This is an optimization exercise on Yosys and OpenROAD, whose aim is small area, not a production implementation.
Function was checked by simulation only, so behaviour that the tests miss may differ from the original.
No activity file was given, so power comes from the tool's default toggle rates.

Fig. 1: critical path on the layout
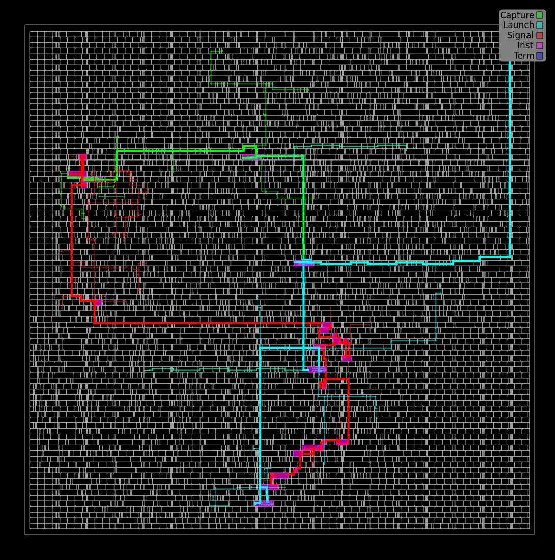
Fig. 2: the metal 3 layer
Scale bar: 50 um.
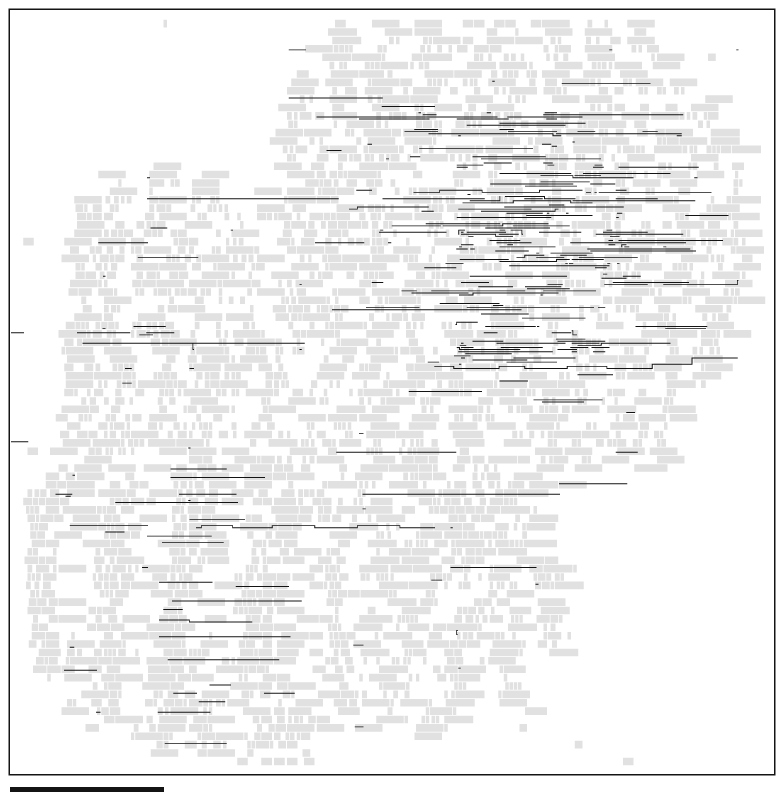
Fig. 3: register map, names as in the netlist
Scale bar: 50 um. Other cells in grey.
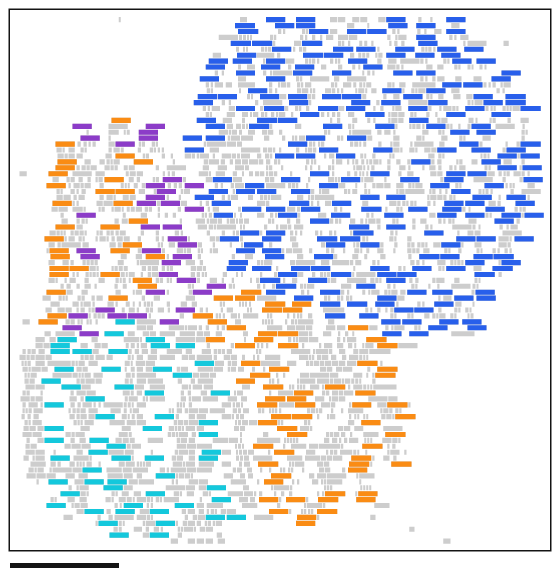
==> flow/config.mk <==
export PLATFORM = sky130hd
export DESIGN_NAME = serial
export DESIGN_NICKNAME = serial
export VERILOG_FILES = /design/flow/design.v
export SDC_FILE = /design/flow/constraint.sdc
export NUM_CORES = 4
export LEC_CHECK = 0
export CAP_MARGIN = 20
export CORE_MARGIN = 2
export CORE_UTILIZATION = 40
export SLEW_MARGIN = 20
==> flow/constraint.sdc <==
create_clock -name core_clock -period 8.0 [get_ports {clk}]
set_input_delay 1.6000 -clock core_clock [delete_from_list [all_inputs] [get_ports {clk}]]
set_output_delay 1.6000 -clock core_clock [all_outputs]
set_load 0.01 [all_outputs]
==> flow/design.v <==
`timescale 100fs/100fs
module serial
    (  
      input  clk  
    , input  reset  
    , input  enable  
    , input  can_send
    , input [7:0] data_in
    , input  in_stb
    , output wire [7:0] data_out
    , output wire  out_stb
    );
  wire [8:0] c_ds_app_arg;
  reg [58:0] maybeToBoola_c_ds_app_arg;
  wire [33:0] result_0;
  wire [92:0] result_1;
  reg [33:0] c_app_arg;
  wire [33:0] c_case_alt;
  wire [31:0] c_app_arg_0;
  wire [127:0] c_app_arg_1;
  reg  done_n;
  reg [55:0] c_app_arg_2;
  wire [55:0] c_case_alt_0;
  wire [55:0] result_2;
  wire signed [63:0] c_app_arg_3;
  wire signed [63:0] wild3;
  wire [55:0] numbers1;
  wire signed [63:0] c_wild3_app_arg;
  reg [1:0] c_app_arg_4;
  wire [1:0] action;
  wire [1:0] c_case_alt_1;
  wire [1:0] digitIdx1;
  wire  c_done_n_case_alt;
  reg  c_done_n_case_alt_0;
  reg [1:0] result_3;
  wire [7:0] a1;
  reg [97:0] maybeToBoola_c_ds_app_arg_0;
  wire [32:0] result_4;
  wire [130:0] result_5;
  wire [32:0] c_app_arg_5;
  wire [32:0] c_case_alt_2;
  wire [31:0] count_n;
  wire [1:0] phase;
  wire [47:0] c_app_arg_6;
  wire [47:0] c_case_alt_3;
  wire [31:0] h;
  wire [31:0] count;
  wire [15:0] prevSum_n;
  wire [47:0] window;
  wire [15:0] prevSum;
  reg [36:0] maybeToBoola_c_ds_app_arg_1;
  wire [8:0] result_6;
  wire [45:0] c_case_alt_4;
  wire [8:0] c_app_arg_7;
  wire [8:0] c_case_alt_5;
  wire [7:0] result_7;
  wire signed [63:0] c_app_arg_8;
  wire signed [63:0] c_app_arg_9;
  wire [31:0] a;
  wire [3:0] c_app_arg_10;
  wire [4:0] z;
  wire [3:0] result_8;
  wire [3:0] digitIdx1_0;
  wire [32:0] c_app_arg_11;
  wire [31:0] n;
  wire [32:0] number;
  reg [265:0] maybeToBoola_c_ds_app_arg_2;
  wire [8:0] result_9;
  wire signed [63:0] c_wild3_app_arg_0;
  wire [255:0] result_10;
  wire [255:0] c_app_arg_12;
  wire [4:0] c_app_arg_13;
  wire [4:0] c_app_arg_14;
  wire signed [63:0] c_wild3_app_arg_1;
  wire [7:0] result_11;
  wire [8:0] c_app_arg_15;
  wire [274:0] result_12;
  wire  canSend;
  wire [7:0] a_0;
  wire signed [63:0] wild3_0;
  wire signed [63:0] wild3_1;
  wire  doSend;
  wire [4:0] readPointer1;
  wire [4:0] writePointer1;
  wire [255:0] memory1;
  wire [7:0] a1_0;
  wire [9:0] eta;
  wire [55:0] c_vec;
  wire [7:0] c_bv;
  wire [3:0] result_selection_res;
  wire [7:0] c_bv_0;
  wire [32:0] c_case_alt_selection_4;
  wire [32:0] c_case_alt_selection_7;
  wire [63:0] c_case_alt_sel_alt_f_4;
  wire [31:0] c_i_34;
  wire [31:0] c_i_36;
  wire [8:0] result;
  assign eta = {can_send,   data_in,   in_stb};
  assign c_ds_app_arg = eta[0:0] ? {1'b1,eta[8:1]} : {1'b0,8'bxxxxxxxx};
  always @(posedge clk or  posedge  reset) begin : maybeToBoola_c_ds_app_arg_register
    if ( reset) begin
      maybeToBoola_c_ds_app_arg <= {2'd0,   {14'd0,   14'd0,   14'd0,   14'd0},   1'b0};
    end else if (enable) begin
      maybeToBoola_c_ds_app_arg <= result_1[92:34];
    end
  end
  assign result_0 = result_1[33:0];
  assign result_1 = {{c_app_arg_4,   c_app_arg_2,
                      done_n},   c_app_arg};
  always @(*) begin
    case(action)
      2'b00 : c_app_arg = c_case_alt;
      default : c_app_arg = {1'b0,33'bxxxxxxxxxxxxxxxxxxxxxxxxxxxxxxxxx};
    endcase
  end
  assign c_case_alt = done_n ? {1'b1,{1'b1,32'bxxxxxxxxxxxxxxxxxxxxxxxxxxxxxxxx}} : {1'b1,{1'b0,c_app_arg_0}};
  wire [127:0] vec;
  wire [31:0] acc_2_0;
  wire [31:0] acc_1;
  wire [31:0] acc_2;
  wire [31:0] acc_3;
  wire [31:0] acc_4;
  wire [31:0] acc_1_0;
  wire [31:0] acc_1_1;
  assign c_app_arg_0 = acc_2_0;
  assign vec = c_app_arg_1;
  assign acc_1 = vec[127:96];
  assign acc_2 = vec[95:64];
  assign acc_3 = vec[63:32];
  assign acc_4 = vec[31:0];
  assign acc_1_0 = acc_1 + acc_2;
  assign acc_1_1 = acc_3 + acc_4;
  assign acc_2_0 = acc_1_0 + acc_1_1;
  genvar i;
  generate
  for (i=0; i < 4; i = i + 1) begin : map
    wire [13:0] map_in;
    assign map_in = numbers1[i*14+:14];
    wire [31:0] map_out;
    assign map_out = {{(32-14) {1'b0}},map_in};
    assign c_app_arg_1[i*32+:32] = map_out;
  end
  endgenerate
  always @(*) begin
    case(digitIdx1)
      2'd0 : done_n = c_done_n_case_alt;
      default : done_n = maybeToBoola_c_ds_app_arg[0:0];
    endcase
  end
  always @(*) begin
    case(action)
      2'b00 : c_app_arg_2 = {4 {14'd0}};
      default : c_app_arg_2 = c_case_alt_0;
    endcase
  end
  assign c_case_alt_0 = c_ds_app_arg[8:8] ? result_2 : numbers1;
  assign c_vec = {numbers1[55:42] * 14'd10,
                  numbers1[41:28] * 14'd10,
                  numbers1[27:14] * 14'd10,
                  numbers1[13:0] * 14'd10};
  genvar i_0;
  generate
  for (i_0=0;i_0<4;i_0=i_0+1) begin : vector_replace
    assign result_2[(3-i_0)*14+:14] = (wild3) == i_0 ? ($unsigned(c_app_arg_3[0+:14])) : c_vec[(3-i_0)*14+:14];
  end
  endgenerate
  assign c_bv = (a1 & 8'b00001111);
  assign c_app_arg_3 = $unsigned({{(64-8) {1'b0}},c_bv});
  assign wild3 = $signed(c_wild3_app_arg);
  assign numbers1 = maybeToBoola_c_ds_app_arg[56:1];
  assign c_wild3_app_arg = $unsigned({{(64-2) {1'b0}},digitIdx1});
  always @(*) begin
    case(action)
      2'b01 : c_app_arg_4 = c_case_alt_1;
      2'b11 : c_app_arg_4 = digitIdx1;
      default : c_app_arg_4 = 2'd0;
    endcase
  end
  assign action = c_ds_app_arg[8:8] ? result_3 : 2'd3;
  assign c_case_alt_1 = (digitIdx1 < 2'd3) ? (digitIdx1 + 2'd1) : digitIdx1;
  assign digitIdx1 = maybeToBoola_c_ds_app_arg[58:57];
  assign c_done_n_case_alt = c_ds_app_arg[8:8] ? c_done_n_case_alt_0 : maybeToBoola_c_ds_app_arg[0:0];
  always @(*) begin
    case(a1)
      8'b00001010 : c_done_n_case_alt_0 = 1'b1;
      default : c_done_n_case_alt_0 = maybeToBoola_c_ds_app_arg[0:0];
    endcase
  end
  assign c_bv_0 = (a1 >> (64'sd4));
  assign result_selection_res = c_bv_0[0+:4];
  always @(*) begin
    case(result_selection_res)
      4'b0011 : result_3 = 2'd1;
      4'b0000 : result_3 = 2'd0;
      default : result_3 = 2'd2;
    endcase
  end
  assign a1 = c_ds_app_arg[7:0];
  always @(posedge clk or  posedge  reset) begin : maybeToBoola_c_ds_app_arg_0_register
    if ( reset) begin
      maybeToBoola_c_ds_app_arg_0 <= {32'd0,   16'd65535,   {16'd21845,   16'd21845,   16'd21845},   2'd0};
    end else if (enable) begin
      maybeToBoola_c_ds_app_arg_0 <= result_5[130:33];
    end
  end
  assign result_4 = result_5[32:0];
  assign result_5 = {{count_n,   prevSum_n,
                      c_app_arg_6,   phase},   c_app_arg_5};
  assign c_app_arg_5 = result_0[33:33] ? c_case_alt_2 : {1'b0,32'bxxxxxxxxxxxxxxxxxxxxxxxxxxxxxxxx};
  assign c_case_alt_selection_4 = result_0[32:0];
  assign c_case_alt_2 = c_case_alt_selection_4[32:32] ? {1'b1,count_n} : {1'b0,32'bxxxxxxxxxxxxxxxxxxxxxxxxxxxxxxxx};
  assign count_n = (prevSum_n > prevSum) ? (count + 32'd1) : count;
  assign phase = maybeToBoola_c_ds_app_arg_0[1:0];
  assign c_app_arg_6 = result_0[33:33] ? c_case_alt_3 : window;
  assign c_case_alt_selection_7 = result_0[32:0];
  assign c_case_alt_sel_alt_f_4 = ({h[0+:16],window});
  assign c_case_alt_3 = c_case_alt_selection_7[32:32] ? window : c_case_alt_sel_alt_f_4[63:16];
  assign h = result_0[31:0];
  assign count = maybeToBoola_c_ds_app_arg_0[97:66];
  wire [47:0] vec_0;
  wire [15:0] acc_2_0_1;
  wire [15:0] acc_0_3;
  wire [15:0] acc_0_4;
  wire [15:0] acc_1_0_0;
  wire [15:0] acc_0_5;
  assign prevSum_n = acc_2_0_1;
  assign vec_0 = window;
  assign acc_0_3 = vec_0[47:32];
  assign acc_0_4 = vec_0[31:16];
  assign acc_0_5 = vec_0[15:0];
  assign acc_1_0_0 = acc_0_3 + acc_0_4;
  assign acc_2_0_1 = acc_1_0_0 + acc_0_5;
  assign window = maybeToBoola_c_ds_app_arg_0[49:2];
  assign prevSum = maybeToBoola_c_ds_app_arg_0[65:50];
  always @(posedge clk or  posedge  reset) begin : maybeToBoola_c_ds_app_arg_1_register
    if ( reset) begin
      maybeToBoola_c_ds_app_arg_1 <= {{1'b0,32'bxxxxxxxxxxxxxxxxxxxxxxxxxxxxxxxx},   4'd0};
    end else if (enable) begin
      maybeToBoola_c_ds_app_arg_1 <= c_case_alt_4[45:9];
    end
  end
  assign result_6 = c_case_alt_4[8:0];
  assign c_case_alt_4 = {{c_app_arg_11,
                          c_app_arg_10},   c_app_arg_7};
  assign c_app_arg_7 = (digitIdx1_0 < 4'd8) ? c_case_alt_5 : {1'b0,8'bxxxxxxxx};
  assign c_case_alt_5 = number[32:32] ? {1'b1,result_7} : {1'b0,8'bxxxxxxxx};
  assign result_7 = (a <= 32'd9) ? ($unsigned(c_app_arg_8[0+:8])) : ($unsigned(c_app_arg_9[0+:8]));
  assign c_i_34 = (32'd48 | a);
  assign c_app_arg_8 = $unsigned({{(64-32) {1'b0}},c_i_34});
  assign c_i_36 = (a + 32'd87);
  assign c_app_arg_9 = $unsigned({{(64-32) {1'b0}},c_i_36});
  assign a = n >> (64'sd28);
  assign c_app_arg_10 = number[32:32] ? result_8 : 4'd0;
  assign z = digitIdx1_0 + 4'd1;
  assign result_8 = (z > 5'd8) ? 4'd8 : (z[0+:4]);
  assign digitIdx1_0 = maybeToBoola_c_ds_app_arg_1[3:0];
  assign c_app_arg_11 = number[32:32] ? {1'b1,n << (64'sd4)} : result_4;
  assign n = number[31:0];
  assign number = maybeToBoola_c_ds_app_arg_1[36:4];
  always @(posedge clk or  posedge  reset) begin : maybeToBoola_c_ds_app_arg_2_register
    if ( reset) begin
      maybeToBoola_c_ds_app_arg_2 <= {{8'b00000001,   8'b00000001,   8'b00000001,   8'b00000001,   8'b00000001,
    8'b00000001,   8'b00000001,   8'b00000001,   8'b00000001,   8'b00000001,
    8'b00000001,   8'b00000001,   8'b00000001,   8'b00000001,   8'b00000001,
    8'b00000001,   8'b00000001,   8'b00000001,   8'b00000001,   8'b00000001,
    8'b00000001,   8'b00000001,   8'b00000001,   8'b00000001,   8'b00000001,
    8'b00000001,   8'b00000001,   8'b00000001,   8'b00000001,   8'b00000001,
    8'b00000001,   8'b00000001},   5'd0,   5'd0};
    end else if (enable) begin
      maybeToBoola_c_ds_app_arg_2 <= result_12[274:9];
    end
  end
  assign result_9 = result_12[8:0];
  assign c_wild3_app_arg_0 = $unsigned({{(64-5) {1'b0}},writePointer1});
  genvar i_1;
  generate
  for (i_1=0;i_1<32;i_1=i_1+1) begin : vector_replace_0
    assign result_10[(31-i_1)*8+:8] = (wild3_0) == i_1 ? a_0 : memory1[(31-i_1)*8+:8];
  end
  endgenerate
  assign c_app_arg_12 = result_6[8:8] ? result_10 : memory1;
  assign c_app_arg_13 = result_6[8:8] ? (writePointer1 + 5'd1) : writePointer1;
  assign c_app_arg_14 = doSend ? (readPointer1 + 5'd1) : readPointer1;
  assign c_wild3_app_arg_1 = $unsigned({{(64-5) {1'b0}},readPointer1});
  wire [7:0] vecArray [0:32-1];
  genvar i_2;
  generate
  for (i_2=0; i_2 < 32; i_2=i_2+1) begin : mk_array
    assign vecArray[(32-1)-i_2] = memory1[i_2*8+:8];
  end
  endgenerate
  assign result_11 = vecArray[(wild3_1)];
  assign c_app_arg_15 = doSend ? {1'b1,result_11} : {1'b0,8'bxxxxxxxx};
  assign result_12 = {{c_app_arg_12,
                       c_app_arg_13,   c_app_arg_14},   c_app_arg_15};
  assign canSend = eta[9:9];
  assign a_0 = result_6[7:0];
  assign wild3_0 = $signed(c_wild3_app_arg_0);
  assign wild3_1 = $signed(c_wild3_app_arg_1);
  assign doSend = canSend ? (writePointer1 > readPointer1) : 1'b0;
  assign readPointer1 = maybeToBoola_c_ds_app_arg_2[4:0];
  assign writePointer1 = maybeToBoola_c_ds_app_arg_2[9:5];
  assign memory1 = maybeToBoola_c_ds_app_arg_2[265:10];
  assign result = result_9[8:8] ? {a1_0,
                                   1'b1} : {{8 {1'bx}},   1'b0};
  assign a1_0 = result_9[7:0];
  assign data_out = result[8:1];
  assign out_stb = result[0:0];
endmodule
==> flow/run.sh <==
#!/bin/bash
# synth_recipe.tcl (not shown) runs the flow's synth.tcl, then flattens the netlist and writes it again
# the make line also repeats each setting of config.mk as NAME=value (left out here)
make -C /OpenROAD-flow-scripts/flow DESIGN_CONFIG=/design/flow/config.mk WORK_HOME=/design/flow/orfs CLKGATE_MAP_FILE= SYNTH_SCRIPT=/design/flow/synth_recipe.tcl finish
==> results.cfg <==
[worst_setup_path]
path_max_fanout = 32
cp.depth = 19
slowest_delay_ns = 0.70
path_buf_inv = 2
critPathTopFamily = compound AO/OA/AOI/OAI gates
arrival_ns = 6.64
critPathLaunch = maybeToBoola_c_ds_app_arg_0[35]
crit_chain = inv_1 > fa_1 > inv_1 > ha_1 > fa_1 > a211oi_1 > nor2_1 > o41ai_2 > o21ai_1 > o41ai_2 > xnor2_1 > ha_1 > nand4_1 > nor3_1 > a21boi_2 > a2111o_2 > nand3_2 > nor4_1 > xor2_1
r2r_setup_slack_ns = 1.85
rr_startpoint = maybeToBoola_c_ds_app_arg_0[35]
reg2reg_to = maybeToBoola_c_ds_app_arg_0[87]
crit_required_ns = 8.49

[clocking]
clk_latency_ns = 0.61
htreeDepth = 2
ctsHoldBuffers = 0
tritoncts = done
cts-resized-gates = 0
cts_setup_buffers = 0
cts-root-buf = clkbuf_16
cts_buffers = 49
clock_path_buffers = 3

[min_path]
holdPathStages = 2
hold_path_class = reg -> reg
min_to = maybeToBoola_c_ds_app_arg_0[6]
min_from = maybeToBoola_c_ds_app_arg_0[6]

[timing]
rsz0062_at_grt = false
max_slew_margin_pct = 29.6
worstMarginPinSlew_ns = 1.03
max_freq_ghz = 0.163
maxSlewViolCount = 0
min_period_over_period_pct = 76.9
setup_viol = 0

[layout]
multi_input_area_share_pct = 46.3
area_growth_pct = 10.5
nClkBuffers = 73
fillCellCount = 5554
largest_cell_class = multi-input combinational cells
signal_buffer_area_fraction_pct = 1.67
layoutNonFillerInstCount = 3243
final_area_um2 = 26300
nonClockBufferCount = 48
clk_share_pct = 6.30
multi_input_area_um2 = 12200

[global_route]
antenna_found_initial = 0
grt_pass1_vias = 18400
grt_max_degree = 190
track_usage_pct = 21.2

[synth]
synth_nets = 2684
synth-main-ff-cell = dfrtp_1
ys_async_sr_fraction_pct = 100
yosysSeqAreaShare_pct = 45.2
synth_cell_types = 75
synthTopCellsByCount = nand2_1 (495), dfrtp_1 (354), o21ai_0 (340), ha_1 (147), clkbuf_1 (115)
avgSynthCellArea_um2 = 9.61
synth_fa_ha_area_share_pct = 11.8
synth_top_family_by_area = compound AO/OA/AOI/OAI gates
synth_seq_cells = 426
synth_compound_area_share_pct = 16.4
synth-xor-area-share_pct = 4.49
syn_inst = 2476
synth_top_area_share_pct = 37.2

[power_and_ir_drop]
intPower_w = 0.00436
pwr-share-clk_pct = 36.2
ir_drop_mv = 0.165
maxPowerGroup = registers
p_clk_w = 0.00232
p_comb_share_pct = 24.6
p_sw_w = 0.00205

[placement]
dp_slack_ns = 1.99
port_buffers = 20
placed_area_um2 = 24600
place_inst = 3151

[floorplan]
core_um2 = 58900
die_h_um = 248
die_area_um2 = 61400
die_x_um = 248
initial_core_util_pct = 40.4
n_tap_cell = 773
io_pins = 22

[status]
outcome = no timing/DRC/antenna violations

[flow_run]
max_cap_violations = 0

[route]
drc_errors = 0
postRouteAntennaNets = 0
vias_per_cell = 5.63
dr.pass1.iters = 6
drtIter0Drc = 1455
Back to the opening pictures, Fig. 1:
Layout Utilization: 44.6%
TNS Setup: 0 ns
final worst setup slack: 1.85 ns

Back to the opening pictures, Fig. 2:
The longest straight run is 71.8 um. The layer carries 3810 um of wire. The layer holds 6.1% of the routed length. 147 nets have wire on it. The wires run mostly horizontal.
DRT Wirelength: 63000 um
met3 Resource Use GR: 3.32%
vias post-DR: 18300

Back to the opening pictures, Fig. 3:
Key: cyan = maybeToBoola_c_ds_app_arg [flops 59, where bottom left]; blue = maybeToBoola_c_ds_app_arg_2 [flops 234]; orange = maybeToBoola_c_ds_app_arg_0 [flops 96]; purple = maybeToBoola_c_ds_app_arg_1 [flops 37, where left middle]
Seq area share: 40.9%
Seq. cell area: 10800 um2
sequential cell power: 0.00252 W

==> per-layer routing <==
metal | share of wire, % | GRT usage [%] | vias to the layer above
met2 | 45 | 33.4 | 493
met4 | 2.5 | 5.69 | 0
li1 | - | - | 8576
met5 | 0 | 0 | -
met1 | 46 | 30.2 | 9065
met3 | 6.0 | 3.32 | 117
==> registers in the layout, summed over array words and instances, names as in the netlist <==
signal and count:
maybeToBoola_c_ds_app_arg_0 96, maybeToBoola_c_ds_app_arg_1 37, maybeToBoola_c_ds_app_arg_2 234, maybeToBoola_c_ds_app_arg 59
==> layout by cell type (no fill, tap or decap), types with 15 or more instances in the layout <==
cell             count
mux2i_1             27
nand4_1             22
nor2b_1             19
clkbuf_16           49
dfstp_2             72
a21oi_1             44
a32o_1              15
xor2_1              57
nor2_1              85
clkdlybuf4s50_1     19
inv_1               82
nand2_1            493
xnor2_1             65
nand3_1             66
mux2_2              43
buf_4               27
fa_1                48
clkbuf_1            15
a22o_1              37
nor3_1              50
ha_1               147
and3_1              18
o21ai_0            340
dfrtp_1            353
a22oi_1             20
a21o_1              21
a211oi_1            16

## afterwards: timing with drivers on the ports
In the flow no input, the clock included, has a driving cell. The finished layout below was timed again as built, in two steps. Step 1 sets driving cells, clkbuf_16 on the clock port and buf_2 on the other inputs (assumed; they add their load-dependent delay and slew). Step 2 also shifts input and output timing later by t, the mid clock arrival at the registers, as if the neighbouring blocks saw the same clock. Slacks: no drivers / after step 1 / after step 2; pairs: no drivers / after step 1.
t, ns: 0.647
setup slack, ns: 1.851 / 1.851 / 1.851
latest minus earliest clock arrival (ns): 0.041 / 0.041
slew at the worst register clock pin (ns): 0.07 / 0.07
pins driven straight from the clock port: 1
After both steps setup and hold are still met in this run. The setup slack of this run moves by 0.000 ns with the drivers and by 0.000 ns with both steps.
